Background: an optimization exercise with open tools, aiming at small area and a short achievable clock period. Do not read the settings as production practice. Function was checked by simulation only, so behaviour that the tests miss may differ from the original. Not every run is shown, and edits may drop behaviour that the tests do not exercise. Treat power and IR drop as tool artefacts here; the default activity estimate runs too high for this design.

**Run 1: zoomed window**

Scale bar: 10 um. Window x 128 to 168, y 128 to 168 um. Cells in grey, sequential cells in the stronger grey; small squares are vias.
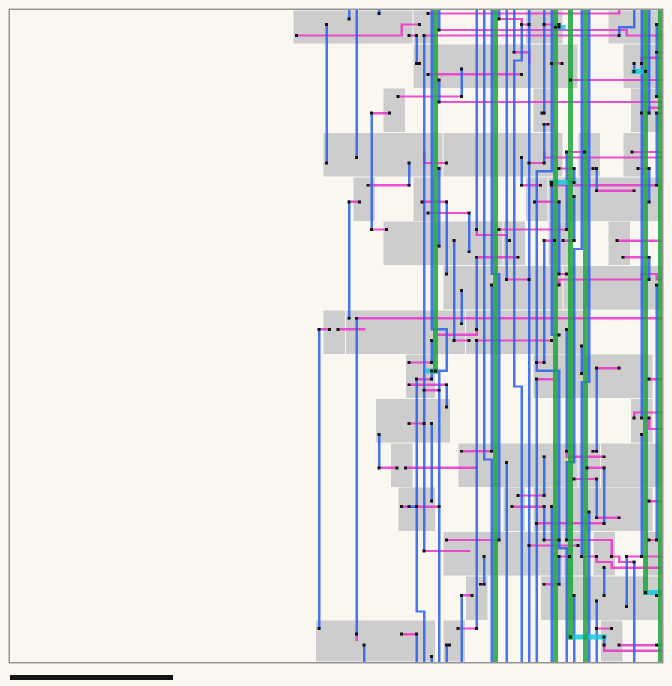
**Run 1: wires at chosen ports, followed through buffers**

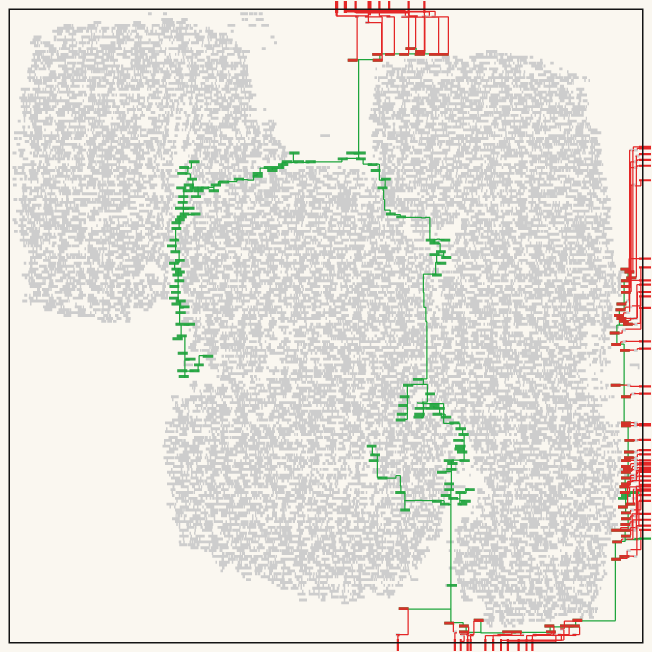
**Run 1: cell area per tile**

The die is cut into 30 by 30 equal tiles; dark purple is low, yellow is high, 0 to 100% covered.
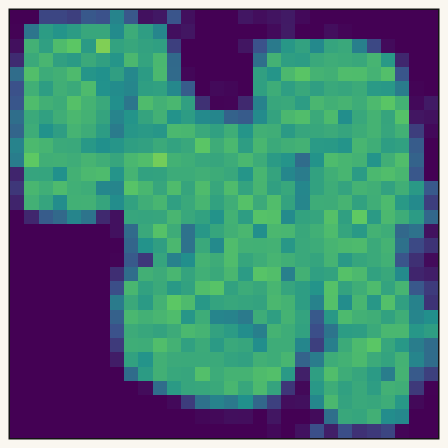
--- flow/run.sh ---
#!/bin/bash
# synth_recipe.tcl (not shown) runs the flow's synth.tcl, then flattens the netlist and writes it again
# the make line also repeats each setting of config.mk as NAME=value (left out here)
make -C /OpenROAD-flow-scripts/flow DESIGN_CONFIG=/design/flow/config.mk WORK_HOME=/design/flow/orfs CLKGATE_MAP_FILE= SYNTH_SCRIPT=/design/flow/synth_recipe.tcl finish
--- flow/config.mk ---
export PLATFORM = sky130hd
export DESIGN_NAME = power_of_8
export DESIGN_NICKNAME = power_of_8
export VERILOG_FILES = /design/flow/design.v
export SDC_FILE = /design/flow/constraint.sdc
export NUM_CORES = 4
export LEC_CHECK = 0
export CAP_MARGIN = 20
export CORE_MARGIN = 2
export CORE_UTILIZATION = 40
export SLEW_MARGIN = 20
--- flow/constraint.sdc ---
create_clock -name core_clock -period 11.0 [get_ports {clk}]
set_input_delay 2.2000 -clock core_clock [delete_from_list [all_inputs] [get_ports {clk}]]
set_output_delay 2.2000 -clock core_clock [all_outputs]
set_load 0.01 [all_outputs]
--- flow/design.v ---
`timescale 1ns / 1ps
module power_of_8(
    input 			clk,
    input 			reset_n,
	input 			i_valid,
    input	[31:0] 	i_value,
	output 			o_valid,
    output 	[63:0] 	o_power_of_8
    );
	reg 	[2:0] 	r_valid;  
	reg 	[63:0] 	r_power_of_2;  
	reg 	[63:0] 	r_power_of_4;  
	reg 	[63:0] 	r_power_of_8;  
	wire 	[63:0] 	power_of_2;  
	wire 	[63:0] 	power_of_4;  
	wire 	[63:0] 	power_of_8;  
	always @(posedge clk or negedge reset_n) begin
	    if(!reset_n) begin
			r_valid <= 3'd0;
	    end else begin
			r_valid <= {r_valid[1:0], i_valid};
	    end
	end
	always @(posedge clk or negedge reset_n) begin
	    if(!reset_n) begin
			r_power_of_2 <= 64'd0;
			r_power_of_4 <= 64'd0;
			r_power_of_8 <= 64'd0;
	    end else begin
			r_power_of_2 <= power_of_2;
			r_power_of_4 <= power_of_4;
			r_power_of_8 <= power_of_8;
	    end
	end
	assign power_of_2 = i_value * i_value;
	assign power_of_4 = r_power_of_2 * r_power_of_2;
	assign power_of_8 = r_power_of_4 * r_power_of_4;
	assign o_valid = r_valid[2];
	assign o_power_of_8 = r_power_of_8;
endmodule
==> out/qor.yml, run 1 <==
placed_design:
  place.detailed.hpwl_um: 322000
  gp_congestion: 0.904
  io_buffers: 98
  place_worst_setup_slack_ps: 418
  dp.cells: 18825
worst_hold_path:
  hold_end: "r_valid[2]"
  hold_path.class: "register to register"
  min_path_cells: 0
grt:
  grt_pass1_vias: 101672
  grt-ovfl-total: 0
  grt_pass1_wl_um: 595000
  antenna_found_initial: 12
detailed_routing:
  top_layer_used: "met4"
  ant_nets: 0
  detail_route.wl_per_cell_um: 19.7
  vias: 89214
clock_tree:
  cts-buffers-inserted: 25
  ctsRootBufferMaster: "clkbuf_16"
  clk_latency_ps: 600
  cts_tree: "done"
synth:
  ys_ff_latch: 190
  ys_seq_area_share_pct: 3.43
  ys.flop_type: "dfrtp_1"
  syn-cell-area_um2: 138000
  yosys.area.top_type: "fa_1"
  synth_area_leaders: "fa_1 (58%), inv_1 (13%), ha_1 (9.6%), and2_1 (4.8%), nand2_1 (3.5%)"
  synth-simple-area-share_pct: 9.74
  synth_top_family_by_area: "adder cells"
  syn_avg_cell_area_um2: 9.67
floorplan:
  rows: 216
  fp.dieW_um: 592
layout:
  register_area_um2: 4800
  n_clock_buffer: 29
  buffers: 353
  finalNonFillerCells: 18862
  seq_area_share_pct: 3.28
  multi_input_gates: 8714
  clk_share_pct: 0.477
  final_area_um2: 146000
  design.seq.count: 190
  nFillCells: 33893
  layout_common_cells: "inv_1 (4971), fa_1 (4028), nand2_1 (1285), ha_1 (1059), and2_1 (1056)"
  fin_util_pct: 42.4
setup_path:
  max_stage_delay_ps: 1010
  cp.buffers_inverters: 5
  reg2regPathDepth: 30
  critPathLaunchType: "input pin"
  crit_top_cell: "fa_1"
  rr_endpoint: "r_power_of_4[56]"
  worstPathRequired_ps: 11500
sta:
  tightest_slew_ps: 1080
  skew_ps: 32.8
  fin_crit_sh_pct: 91.7
  fin_crit_ps: 10080
  fin_tns_setup_ps: 0
  setup_ws_ps: 918
status:
  status: "complete, no violations"
-- 'zoomed window' (at the start) --
- metal 2: blue
- metal 4: green
- metal 1: magenta
- metal 3: cyan
- sequential cells in the window: 0
- most frequent: inv_1 (20), fa_1 (17)
- cells with their middle in the window: 46

-- 'wires at chosen ports, followed through buffers' (at the start) --
- `reset_n`: green (direction input; edge right; end cells 190; buffers 2; wire 2130 um)
- `o_power_of_8`: red (direction output; edge 41 right, 12 bottom, 11 top; end cells 64; buffers 63; wire 2910 um)

-- 'cell area per tile' (at the start) --
- emptiest ninth of the die: bottom left
- nearly empty tiles: 23%
- densest ninth of the die: middle
- fullest tile: 80%
- mean over tiles: 40%

**Run 1: IR drop over the die**

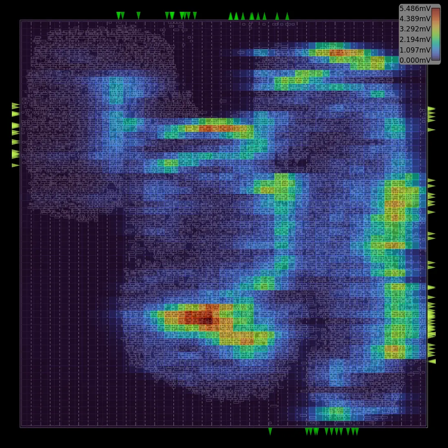

==> run 2: too many edits to list; what changed since run 1 <==
flow/design.v: 40 -> 6640 lines; modules unchanged: 0
  power_of_8: edited, 39 -> 6636 lines
  p8_fa: new, 4 lines
==> module p8_fa as of run 2 <==
module p8_fa(input a, input b, input c, output s, output co);
  assign s  = a ^ b ^ c;
  assign co = (a & b) | (a & c) | (b & c);
endmodule
--- a/flow/config.mk
+++ b/flow/config.mk
@@ -10,2 +10,4 @@
 export CORE_UTILIZATION = 40
 export SLEW_MARGIN = 20
+export SYNTH_HIERARCHICAL = 1
+export SYNTH_MINIMUM_KEEP_SIZE = 0
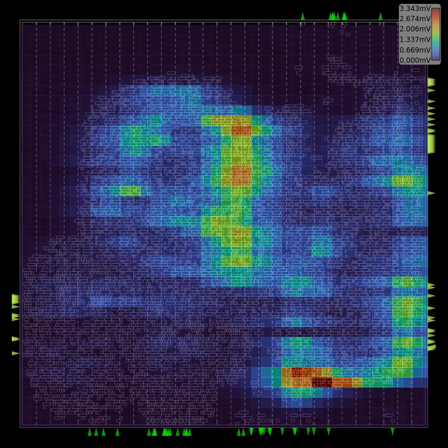
**Above:** run 2 (IR drop over the die).

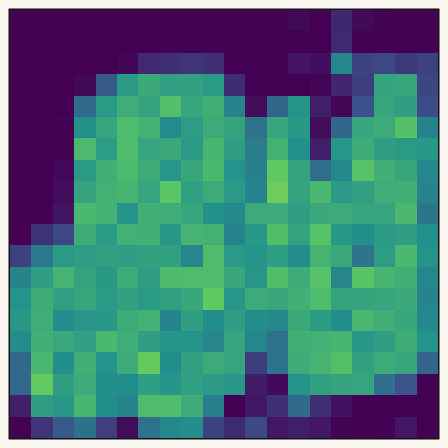
**Above:** run 2 (cell area per tile).
The die is cut into 20 by 20 equal tiles; dark purple is low, yellow is high, 0 to 100% covered.
- nearly empty tiles: 20%
- mean over tiles: 40%
- emptiest ninth of the die: top left
- tiles over 75% full: 1.3%

==> run 2 against run 1 <==
Critical endpoint is now r1[57]. Cell area shrank 54%. Via count shrank 47%. Count of clock-buffer cells in the layout shrank 8. Still clean. Largest cell class unchanged.
==> out/qor.yml, run 2 <==
status:
  status: "complete, no violations"
worst_hold_path:
  hold_path.class: "register to register"
  hold_start: "r_valid[0]"
  min_path_cells: 0  # unchanged
  hold_end: "r_valid[1]"
sta:
  hold_viol_final: 0
  slew_headroom_pct: 25.5
  skew_ps: 29.4  # -3.41 ps
  fin_crit_ps: 8550  # -1540 ps
  fmax_ghz: 0.117
  fin_tns_setup_ps: 0  # unchanged
  tightest_slew_ps: 1110  # +29.8 ps
  fin_crit_sh_pct: 77.7  # -14 points
  setup_ws_ps: 2450  # +1540 ps
  hold_slack_ps: 357
placed_design:
  place.detailed.hpwl_um: 140000  # -56%
  place_worst_setup_slack_ps: 2070  # +1650 ps
  io_buffers: 95  # -3.1%
  gp_congestion: 0.895  # -1.0%
  dp.cells: 8114  # -57%
synth:
  synth_top_family_by_area: "adder cells"
  ys_seq_area_share_pct: 5.75  # +2.3 points
  synth_warnings: 7
  syn_avg_cell_area_um2: 10.2  # +5.1%
  yosys.area_share.adder_pct: 64.9
  ys_ff_latch: 184  # -3.2%
  synth_area_leaders: "fa_1 (59%), nor2_1 (10%), ha_1 (6.0%), dfxtp_1 (5.6%), and2_1 (4.9%)"
  async_reset_ff_share_pct: 1.63
  yosys.area.top_type: "fa_1"
  syn-cell-area_um2: 64300  # -54%
  synth-simple-area-share_pct: 17.7  # +8.0 points
  ys.flop_type: "dfxtp_1"
setup_path:
  cp-startpoint: "i_value[22]"
  crit_fanout: 22
  critPathLaunchType: "input pin"
  max_stage_delay_ps: 980  # -30 ps
  cp.buffers_inverters: 1  # -4
  rr_endpoint: "r3[59]"
  crit_arrival_ps: 8930
  crit_top_cell: "fa_1"
  reg2regPathDepth: 17  # -43%
  worstPathRequired_ps: 11380  # -120 ps
detailed_routing:
  drt-vias-per-instance: 5.75
  wl_met1_um: 77100
  ant_nets: 0  # unchanged
  detail_route.wl_per_cell_um: 24.4  # +24%
  top_layer_used: "met5"
  vias: 46880  # -47%
job:
  cap_violations: 0
clock_tree:
  cts_tree: "done"
  cts-buffers-inserted: 17  # -32%
  cts_hold_buf: 0
  clk_latency_ps: 520  # -80 ps
  ctsRootBufferMaster: "clkbuf_16"
layout:
  regMostFlops: "r1"
  fin_nets: 8283
  layout_commonest_cell: "fa_1"
  nFillCells: 15310  # -55%
  seq_area_share_pct: 5.60  # +2.3 points
  multi_input_gates: 5518  # -37%
  layout_common_cells: "fa_1 (1892), nor2_1 (1797), and2_1 (503), ha_1 (309), a21oi_1 (184)"
  design.seq.count: 184  # -3.2%
  multi_input_area_share_pct: 86.3
  finalNonFillerCells: 8147  # -57%
  nNonClkInverters: 110
  multi_input_area_um2: 58200
  largest_registers: "r1 (61), r2 (60), r3 (60)"
  n_clock_buffer: 21  # -28%
  clk_share_pct: 0.835  # +0.36 points
  buffers: 216  # -39%
  final_area_um2: 67400  # -54%
  fin_util_pct: 42.1  # -0.27 points
  register_area_um2: 3780  # -21%
  largest_reg_flops: 61
floorplan:
  die_h_um: 405
  num_io_pins: 100
  core_um2: 160000
  dieArea_um2: 164000
  nWellTaps: 2086
  rows: 147  # -32%
  fp.dieW_um: 405  # -32%
grt:
  grt_pass1_vias: 53411  # -47%
  antenna_found_initial: 2  # -10
  grt-ovfl-total: 0  # unchanged
  grt_pass1_wl_um: 312000  # -48%
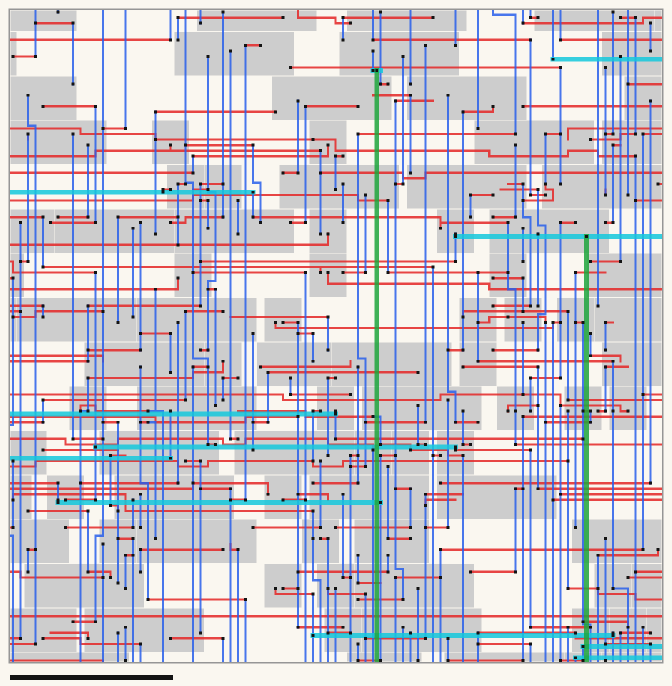
**Above:** run 2 (zoomed window).
Scale bar: 10 um. Window x 81 to 121, y 81 to 121 um. Cells in grey, sequential cells in the stronger grey; small squares are vias.
- metal 2: blue
- metal 4: green
- metal 1: red
- metal 3: cyan
- sequential cells in the window: 0
- most frequent: fa_1 (36), and2_1 (34), ha_1 (2)
- cells with their middle in the window: 72

-- separate check: timing with driven ports --
The flow's constraints put no driver on any port. The routed layouts listed below were extracted and timed again, unchanged, in two steps.
Step 1 (the two cells are an assumption about what drives the block):
set clk [get_ports {clk}]
set_driving_cell -lib_cell sky130_fd_sc_hd__clkbuf_16 $clk
set_driving_cell -lib_cell sky130_fd_sc_hd__buf_2 [delete_from_list [all_inputs] $clk]
Step 2 also shifts input and output timing later by t, the mid clock arrival at the registers, as if the neighbouring blocks saw the same clock.
Three values: ideal ports, drivers, drivers and shift; two values: the first two.
| run | shift t [ns] | setup WS [ns] | worst setup path after step 2 | worst data-port slew with drivers (ns) |
|---|---|---|---|---|
| run 1 | 0.674 | 0.918 / 0.940 / 0.317 | input to register | 0.06 |
| run 2 | 0.583 | 2.454 / 2.509 / 1.926 | input to register | 0.03 |
After both steps every run listed still meets setup and hold. The setup slack of run 1, which loses most, moves by +0.022 ns with the drivers and by -0.601 ns with both steps.
